What follows belongs to an exercise in optimizing a design on an open flow for small area and a short achievable clock period; a production flow would make more cautious choices.
RTL that was checked went through simulation tests only; none was proved equivalent to the original.
Not every run is shown, and edits may drop behaviour that the tests do not exercise.
The RTL of run 2 was laid out without a check of its function.

==> design/flow/design.v <==
module goertzel_filter
  (input  [13:0] input_signal,
   input  clk,
   input  rst,
   output [39:0] magnitude);
  reg [17:0] n6_q1;
  reg [17:0] n6_q2;
  wire [35:0] n16_o;
  wire [35:0] n17_o;
  wire [35:0] n20_o;
  wire [17:0] n21_o;
  wire [17:0] n22_o;
  wire [30:0] n23_o;
  wire [30:0] n25_o;
  wire [13:0] n26_o;
  wire [17:0] n28_o;
  wire [17:0] n29_o;
  wire [35:0] n30_o;
  wire [35:0] n33_o;
  wire [35:0] n36_o;
  wire [17:0] n37_o;
  wire [17:0] n38_o;
  wire [35:0] n39_o;
  wire [35:0] n42_o;
  wire [35:0] n45_o;
  wire [17:0] n46_o;
  wire [35:0] n47_o;
  wire [35:0] n48_o;
  wire [35:0] n49_o;
  wire [39:0] n50_o;
  wire [35:0] n51_o;
  wire [35:0] n52_o;
  wire [35:0] n53_o;
  wire [39:0] n54_o;
  wire [39:0] n55_o;
  reg [17:0] n84_q;
  reg [17:0] n85_q;
  wire n101_o;
  wire [39:0] n102_o;
  reg [39:0] n103_q;
  assign magnitude = n103_q;
  always @*
    n6_q1 = n84_q;  
  always @*
    n6_q2 = n85_q;  
  assign n16_o = {{18{n6_q1[17]}}, n6_q1};  
  assign n17_o = 36'b000000000000000000000100101001111111 * n16_o;  
  assign n20_o = $signed(n17_o) / $signed(36'b000000000000000000000010011100010000);  
  assign n21_o = n20_o[17:0];   
  assign n22_o = n21_o - n6_q2;
  assign n23_o = {17'b0, input_signal};   
  assign n25_o = n23_o / 31'b0000000000000000000000001100100;  
  assign n26_o = n25_o[13:0];   
  assign n28_o = {4'b0000, n26_o};
  assign n29_o = n22_o + n28_o;
  assign n30_o = {{18{n6_q1[17]}}, n6_q1};  
  assign n33_o = n30_o * 36'b000000000000000000000000001110110111;  
  assign n36_o = $signed(n33_o) / $signed(36'b000000000000000000000000001111101000);  
  assign n37_o = n36_o[17:0];   
  assign n38_o = n29_o - n37_o;
  assign n39_o = {{18{n6_q1[17]}}, n6_q1};  
  assign n42_o = n39_o * 36'b000000000000000000000000000100110101;  
  assign n45_o = $signed(n42_o) / $signed(36'b000000000000000000000000001111101000);  
  assign n46_o = n45_o[17:0];   
  assign n47_o = {{18{n38_o[17]}}, n38_o};  
  assign n48_o = {{18{n38_o[17]}}, n38_o};  
  assign n49_o = n47_o * n48_o;  
  assign n50_o = {{4{n49_o[35]}}, n49_o};  
  assign n51_o = {{18{n46_o[17]}}, n46_o};  
  assign n52_o = {{18{n46_o[17]}}, n46_o};  
  assign n53_o = n51_o * n52_o;  
  assign n54_o = {{4{n53_o[35]}}, n53_o};  
  assign n55_o = n50_o + n54_o;
  always @(posedge clk or posedge rst)
    if (rst)
      n84_q <= 18'b000000000000000000;
    else
      n84_q <= n29_o;
  always @(posedge clk or posedge rst)
    if (rst)
      n85_q <= 18'b000000000000000000;
    else
      n85_q <= n6_q1;
  assign n101_o = ~rst;
  assign n102_o = n101_o ? n55_o : n103_q;
  always @(posedge clk)
    n103_q <= n102_o;
endmodule
==> design/flow/run.sh <==
#!/bin/bash
# synth_recipe.tcl (not shown) runs the flow's synth.tcl, then flattens the netlist and writes it again
# the make line also repeats each setting of config.mk as NAME=value (left out here)
make -C /OpenROAD-flow-scripts/flow DESIGN_CONFIG=/design/flow/config.mk WORK_HOME=/design/flow/orfs CLKGATE_MAP_FILE= SYNTH_SCRIPT=/design/flow/synth_recipe.tcl finish
==> design/flow/config.mk <==
export PLATFORM = sky130hd
export DESIGN_NAME = goertzel_filter
export DESIGN_NICKNAME = goertzel_filter
export VERILOG_FILES = /design/flow/design.v
export SDC_FILE = /design/flow/constraint.sdc
export NUM_CORES = 4
export LEC_CHECK = 0
export CAP_MARGIN = 20
export CORE_MARGIN = 2
export CORE_UTILIZATION = 40
export SLEW_MARGIN = 20
==> design/flow/constraint.sdc <==
create_clock -name core_clock -period 45.0 [get_ports {clk}]
set_input_delay 9.0000 -clock core_clock [delete_from_list [all_inputs] [get_ports {clk}]]
set_output_delay 9.0000 -clock core_clock [all_outputs]
set_load 0.01 [all_outputs]
==> run_1/layer_met2.png <==
The bar under the picture is 100 um long.
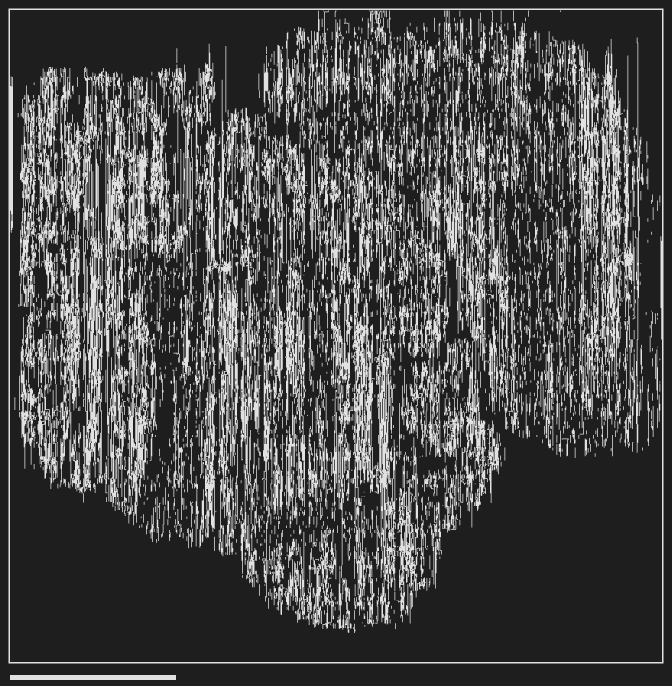
The longest straight run is 105 um. The layer carries 82.2 mm of wire. The wires run mostly vertical. The layer holds 48% of the routed length.

==> run_1/layer_met4.png <==
The bar under the picture is 100 um long. Supply wires on this layer in gray.
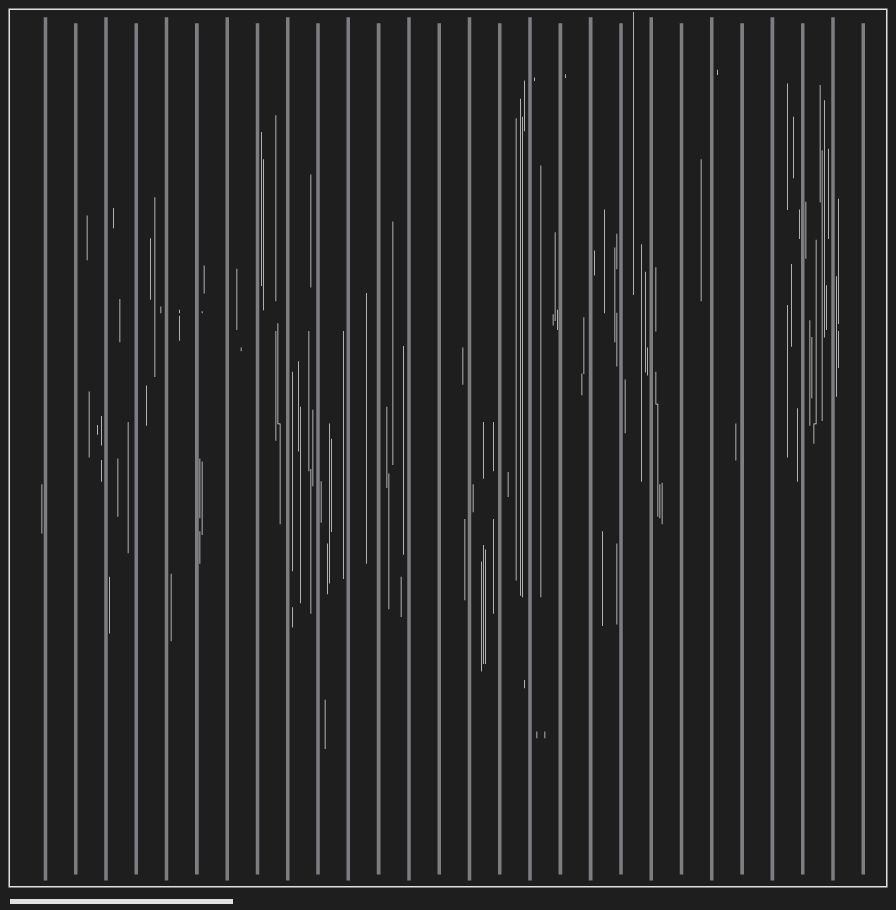
The layer holds 2.9% of the routed length. 88 nets have wire on it. The wires run mostly vertical. The longest straight run is 222 um.
Vias: 52100
final WL: 172 mm

==> run_1/layer_met3.png <==
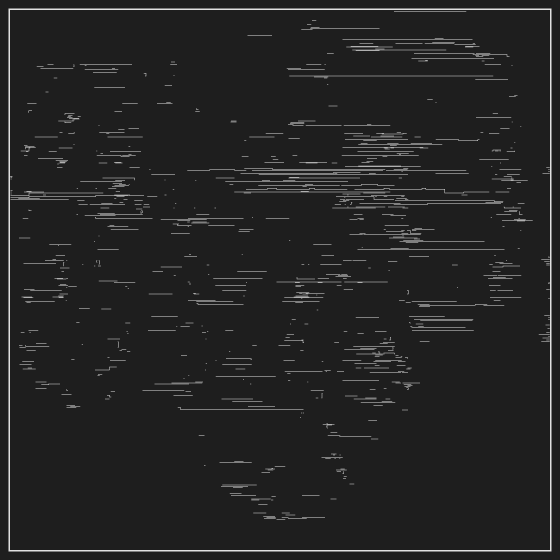
The layer holds 4.8% of the routed length. 522 nets have wire on it. The layer carries 8170 um of wire. The longest straight run is 148 um. The wires run mostly horizontal.
met3 GRT Util: 1.99%

==> run_1/layer_met1.png <==
The bar under the picture is 100 um long. Supply wires on this layer in gray.
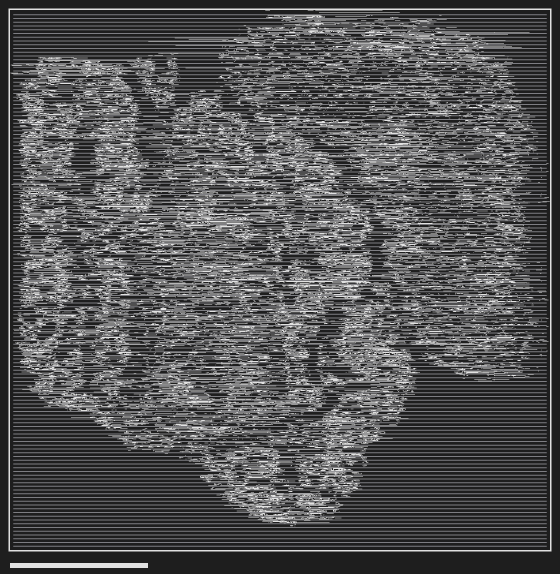
The wires run mostly horizontal. The layer carries 76.6 mm of wire. The longest straight run is 108 um. 8505 nets have wire on it. The layer holds 45% of the routed length.

run 1: layout make-up:
cell class	count	area, um^2
Antenna cell	1	2.50
Clock buffer	9	225
Clock inverter	7	78.8
Fill cell	15100	86100
Inverter	1509	5670
Multi-Input combinational cell	5691	52100
Sequential cell	73	2020
Tap cell	2016	2520
Timing Repair Buffer	128	1100
run 1: critical path, delay by kind of cell, from the launching register on:
family                   cells  cell delay [ns]
multiplexers                 6             2.42
adder cells (fa/ha/maj)     21             9.65
flip-flops                   1             0.87
AO/OA/AOI/OAI               74            19.48
AND/OR/NAND/NOR             20             5.89
XOR/XNOR                     8             2.01
buffers and inverters        8             0.92
run 1: cell families after synthesis:
kind of cell / after synthesis / share of synthesized area, %
compound gates: 1638 / 19.1
xor+xnor: 539 / 7.96
flops: 73 / 3.33
mux: 107 / 1.88
fa+ha+maj: 1437 / 41.3
simple gates: 1970 / 15.8
buf+inv: 1681 / 10.6
run 1: worst paths after layout:
check	startpoint	endpoint	slack, ns	cells after the start
setup / recovery	n84_q[11]	n103_q[38]	3.49	137
hold / removal	n84_q[0]	n85_q[0]	0.65	1
setup reg to reg	n84_q[11]	n103_q[38]	3.49	137
hold reg to reg	n84_q[0]	n85_q[0]	0.65	1
max in group asynchronous	rst	n84_q[17]	35.30	2
min in group asynchronous	rst	n84_q[4]	9.05	2
run 1: registers in the layout, summed over array words and instances, names as in the netlist:
| signal | count |
|---|---|
| n103_q | 37 |
| n84_q | 18 |
| n85_q | 18 |
run 1: routing by layer:
| layer | routed length, um | part of all wire, % | vias up |
|---|---|---|---|
| met5 | 68 | 0.040 | - |
| met4 | 4950 | 2.9 | 10 |
| met3 | 8170 | 4.8 | 244 |
| met2 | 82200 | 48 | 1336 |
| met1 | 76600 | 45 | 25700 |
| li1 | - | - | 24900 |
run 1: metrics by stage:
stage | std cells | util (%) | area (um^2)
3_5_place_dp | 9415 | 42.3 | 63400
3_3_place_gp | 9415 | 42.3 | 63400
4_1_cts | 9431 | 42.5 | 63700
6_report | 9434 | 42.5 | 63700
2_1_floorplan | 7445 | - | 60400
5_1_grt | 9433 | 42.5 | 63700
run 1: what timing repair did:
action	in CTS	in global routing
setup buffers	0	2
endpoints found under the setup margin	0	2
resized for setup	0	2
run 1: placed cells by master, fill, tap and decap left out, types with 58 or more instances in the layout:
cell type  count
o21ai_0      201
o211ai_1      78
inv_1       1488
fa_1         929
a21oi_1      361
xnor2_1      375
xor2_1       143
nor3_1       171
mux2i_1       71
a211oi_1      72
buf_4         72
or3_1         66
ha_1         487
and3_1        58
a31oi_1      100
nand2_1      567
and2_1        87
nor2_1       515
o21bai_1      73
a21o_1        80
nand3_1      142
==> results.txt, run 1 <==
share of cells above drive strength 1 4.49%; HP Class reg -> reg; WHS 0.646 ns; gr usage total 22.7%; worst skew pair latency 0.42 ns; syn_area_per_cell 8.11 um^2; largest net degree at the start of global routing 60; area leader, netlist fa_1; vias in the first global route 52500; Tmin final 41.51 ns; Max Slew Vio Count 0; starting density of the core 40.3%; drt via density 5.53; total grt overflow 0; Die Span Y 392 um; P&R area growth vs syn 5.58%; Netlist cell types 134; WL per Instance 18.2 um; Netlist Area Pre-Place 0.0604 mm^2; critical-path maximum fanout 33; Worst Tran Pin Value 1.14 ns; RD Place Congestion 0.904; GR met1 Demand/Resource 30.7%; I/O pins 56; Worst Setup End Kind register; Critical Path AT 41.68 ns; CP Class reg -> reg; CP Data Required Time 45.17 ns; Final setup viols 0; First-pass DRT Iterations 6; nets@finish 8845; CTS tree built; Crit-path slowest cell dfrtp_1; most frequent cell after synthesis inv_1; worst slack at placement 3.08 ns; CTS Buf Count 9; first-pass GRT wire length 283 mm; post-synth top area share 30.8%; Slew HR 23.7%; MaxCap Viol Count 0; final hold vios 0; outcome complete, no violations; FMAX 24.1 MHz; cell chosen for the clock root clkbuf_16; final setup margin 3.49 ns; M2 GR Usage 38.8%; I/O Buffers 55; TNS Setup 0 ns; row count 142; Core ar. 0.150 mm^2; synth warn 1; RSZ-0062 raised after global routing false; die area 0.154 mm^2; most frequent cells after synthesis inv_1 (1489), fa_1 (930), nand2_1 (567), nor2_1 (515), ha_1 (487); die width 392 um; GRT busiest layer met2; clock-pin slew on the worst setup and hold paths 0.09 ns; largest cells by area after synthesis fa_1 (31%), ha_1 (10%), inv_1 (9.3%); Routed Antenna Nets 0; Crit path top cell by count a21oi_1; synthesized flop and latch total 73; period utilization 92.3%; DRC 0; EDFF count, synth 37; DR iter-0 viols 3349; Seq/Total Area, Yosys 3.33%; Syn Inst Count 7445; initial antenna violation count 7; Layout Skew 0.0204 ns; TritonCTS Sinks 73; CP Launch Type register; post-DP HPWL 146 mm; critical path's largest stage delay 0.87 ns; hold buffer count at cts 0; Longest Clk Path Bufs 2; Most used DFF post-synth edfxtp_1; H-tree lvl count 3; asr flop ratio synth 49.3%
==> run 2: too many edits to list; what changed since run 1 <==
design/flow/design.v: 88 -> 2048 lines; modules unchanged: 0
  goertzel_filter: edited, 88 -> 2040 lines
  gz_fa: new, 4 lines
  gz_ha: new, 4 lines
==> module gz_ha as of run 2 <==
module gz_ha(input a, input b, output s, output co);
  assign s = a ^ b;
  assign co = a & b;
endmodule
==> module gz_fa as of run 2 <==
module gz_fa(input a, input b, input c, output s, output co);
  assign s = a ^ b ^ c;
  assign co = (a & b) | (a & c) | (b & c);
endmodule
--- a/design/flow/config.mk
+++ b/design/flow/config.mk
@@ -10,2 +10,4 @@
 export CORE_UTILIZATION = 40
 export SLEW_MARGIN = 20
+export SYNTH_HIERARCHICAL = 1
+export SYNTH_MINIMUM_KEEP_SIZE = 0
==> run 2 against run 1 <==
  * Still clean
  * Global-route usage fell by 1.1 points
  * Synthesized cell count down 70%
  * Critical path depth down 95
  * Via count shrank 67%
  * Clock skew is 0.0048 ns lower
  * Non-clock buffer count decreased by 13
  * First-iteration DRC count is 72% lower
  * Cell count fell by 66%
  * Critical endpoint is now mag[30]
  * Highest routed layer is now met4
==> results.txt, run 2 <==
RD Place Congestion 0.898 (-0.68%); post-DP HPWL 53.8 mm (-63%); MaxCap Viol Count 0 (unchanged); Cells after DPL 3198 (-66%); DR iter-0 viols 950 (-72%); Netlist Area Pre-Place 0.0261 mm^2 (-57%); Worst path top cell family by delay adder cells; vias in the first global route 20000 (-62%); TNS Setup 0 ns (unchanged); final hold vios 0 (unchanged); Core ar. 0.0645 mm^2 (-57%); CP Data Required Time 45.14 ns (-0.03 ns); most frequent cells in the layout fa_1 (733), nor2_1 (311), ha_1 (308), inv_1 (171), a21oi_1 (90); I/O pins 56 (unchanged); worst slack at placement 23.28 ns (+20.20 ns); fillcell total 6040 (-60%); Tmin final 21.44 ns (-20.08 ns); met3 GRT Util 2.75% (+0.76 points); # diodes 0 (-1); largest cells by area after synthesis fa_1 (56%), ha_1 (15%), nor2_1 (4.5%); Compound-Gate Fraction of Synth Area 7.52% (-12 points); most frequent cell after synthesis fa_1; critical path's largest stage delay 0.64 ns (-0.23 ns); FMAX 46.7 MHz (+94%); clock-pin slew on the worst setup and hold paths 0.08 ns (about the same); CP Buf/Inv Count 4 (-4); Final setup viols 0 (unchanged); CP Class in -> reg; outcome complete, no violations; WL per Instance 20.7 um (+14%); Cell Count, Final, Fillers Out 3214 (-66%); Reg area 0.00195 mm^2 (-3.1%); Crit path top cell by count fa_1; TritonCTS Sinks 71 (-2.7%); RSZ-0062 raised after global routing false; hold buffer count at cts 0 (unchanged); worst skew pair latency 0.39 ns (-0.03 ns); DRC 0 (unchanged); period utilization 47.6% (-45 points); H-tree lvl count 3 (unchanged); Netlist cell types 63 (-53%); asr flop ratio synth 50.7% (+1.4 points); area leader, netlist fa_1; largest reg by FF count mag; critical-path maximum fanout 17 (-48%); cell chosen for the clock root clkbuf_16; largest net degree at the start of global routing 40 (-33%); Layout Skew 0.0156 ns (-0.00483 ns); HP Class reg -> reg; Post-Synth Simple-Gate Area 7.75% (-8.1 points); row count 93 (-35%); final setup margin 23.56 ns (+20.08 ns); synth warn 7 (+6); starting density of the core 40.4% (+0.13 points); P&R area growth vs syn 9.41%; die area 0.0672 mm^2 (-56%); Max Slew Vio Count 0 (unchanged); Most used DFF post-synth dfrtp_1; top flop regs mag x35, q1 x18, q2 x18; Routed Antenna Nets 0 (unchanged); CP Launch Type primary input; xor/xnor share of the synthesized area 2.67% (-5.3 points); gr usage total 21.6% (-1.1 points); max reg flops 35 (-5.4%); mux contribution to synthesized area 0% (-1.9 points); main combinational cell family by area after synthesis adder cells; post-synth top area share 56.3% (+25 points); I/O Buffers 50 (-9.1%); Post-Synth Adder-Cell Area 71.1% (+30 points); most frequent cells after synthesis fa_1 (733), nor2_1 (311), ha_1 (308), inv_1 (172), a21oi_1 (90); die width 259 um (-34%); CTS resizes 0 (unchanged); CTS tree built; syn_area_per_cell 11.8 um^2 (+46%); nets@finish 3411 (-61%); First-pass DRT Iterations 5 (-1)
==> run 2: stage by stage <==
| step | cell area, um^2 | utilization, % | hold WS (ns) |
|---|---|---|---|
| 2_1_floorplan | 26400 | - | 0.815 |
| 3_3_place_gp | 28200 | 43.7 | 0.713 |
| 3_5_place_dp | 28200 | 43.7 | 0.708 |
| 4_1_cts | 28500 | 44.2 | 0.718 |
| 5_1_grt | 28500 | 44.2 | 0.756 |
| 6_report | 28500 | 44.2 | 0.705 |
==> run 2: cell type report <==
cell class	count	share of cell area [%]
clock buffers	12	0.979
clock inverters	4	0.118
inverters	172	2.27
multi-input cells	1985	82.6
flip-flops and latches	71	6.85
well taps	855	3.75
repair buffers	115	3.47
==> run 2: per-layer routing <==
layer  up-vias  share of wire, %
met5         -                 0
met3        99               4.2
met2       442                49
met4         0               3.0
met1      9105                43
li1       7473                 -
==> run 2: final timing paths <==
kind	start	endpoint	slack [ns]	cells after the start
worst max-delay path	input_signal[11]	mag[30]	23.56	42
worst min-delay path	q1[0]	q2[0]	0.71	1
worst min register to register	q1[0]	q2[0]	0.71	1
min in group asynchronous	rst	q1[6]	9.59	3
max in group asynchronous	rst	q1[17]	34.95	3
worst max register to register	q1[17]	mag[30]	28.35	48
==> run 2: per-module statistics from Yosys (local to each module, per instance) <==
module / area, um^2 / flops+latches / cells inside
goertzel_filter: 10300 / 71 / 1365
gz_fa: 20.0 / 0 / 1
gz_ha: 12.5 / 0 / 1
==> run 2: logic make-up (layout without fill, tap and decap cells) <==
logic type / after synthesis / in the layout
buffers and inverters: 227 / 303
xor gates and xnor gates: 77 / 77
DFF: 71 / 71
and+or+nand+nor: 480 / 480
AOI/OAI and AO/OA: 301 / 301
adders and majority gates: 1041 / 1041
other: 2 / 86
==> run_2/layer_met3.png <==
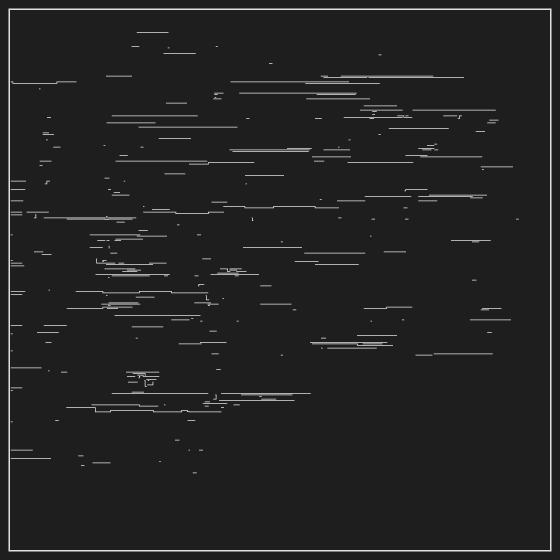
The longest straight run is 56.6 um. The wires run mostly horizontal. The layer carries 2830 um of wire.

==> run_2/layer_met2.png <==
The bar under the picture is 100 um long.
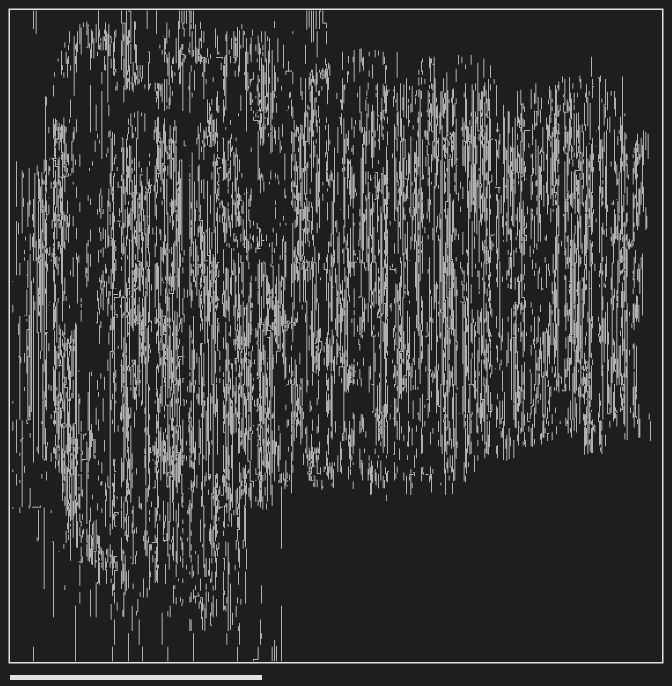
The layer holds 49% of the routed length. The longest straight run is 82.3 um.
M2 GR Usage: 36.2%
Vias: 17100
final WL: 66.6 mm

==> run_2/layer_met1.png <==
The bar under the picture is 100 um long. Supply wires on this layer in gray.
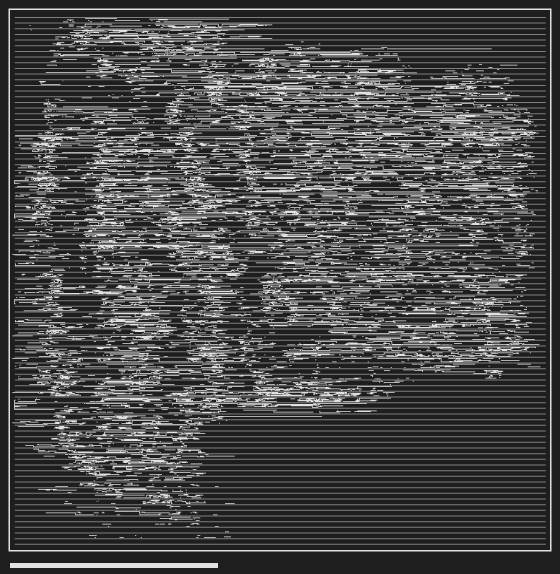
3124 nets have wire on it. The wires run mostly horizontal. The layer carries 28.9 mm of wire.
GR met1 Demand/Resource: 29.4%

## port drivers added, routing unchanged
Ports are ideal in the flow. The routed layouts listed here were re-timed in OpenROAD.
Step 1, drivers: a clkbuf_16 drives clk and a buf_2 each remaining input, both assumed.
Step 2 times the ports against the registers' clock, not the clock port: input delays grow and output delays shrink by t, the midpoint of the rising clock arrivals with the driver on.
a / b / c = ideal / step 1 / step 2; a / b = the first two.
run | shift t [ns] | setup WS [ns] | hold WS [ns] | slew at the worst register clock pin (ns) | worst slew at a driven data input, ns
run 1 | 0.466 | 3.487 / 3.487 / 3.487 | 0.646 / 0.646 / 0.646 | 0.09 / 0.09 | 0.12
run 2 | 0.442 | 23.564 / 23.594 / 23.152 | 0.705 / 0.705 / 0.705 | 0.08 / 0.08 | 0.04
After both steps setup and hold are still met in every run listed. The setup slack of run 2, which loses most, moves by +0.030 ns with the drivers and by -0.412 ns with both steps.
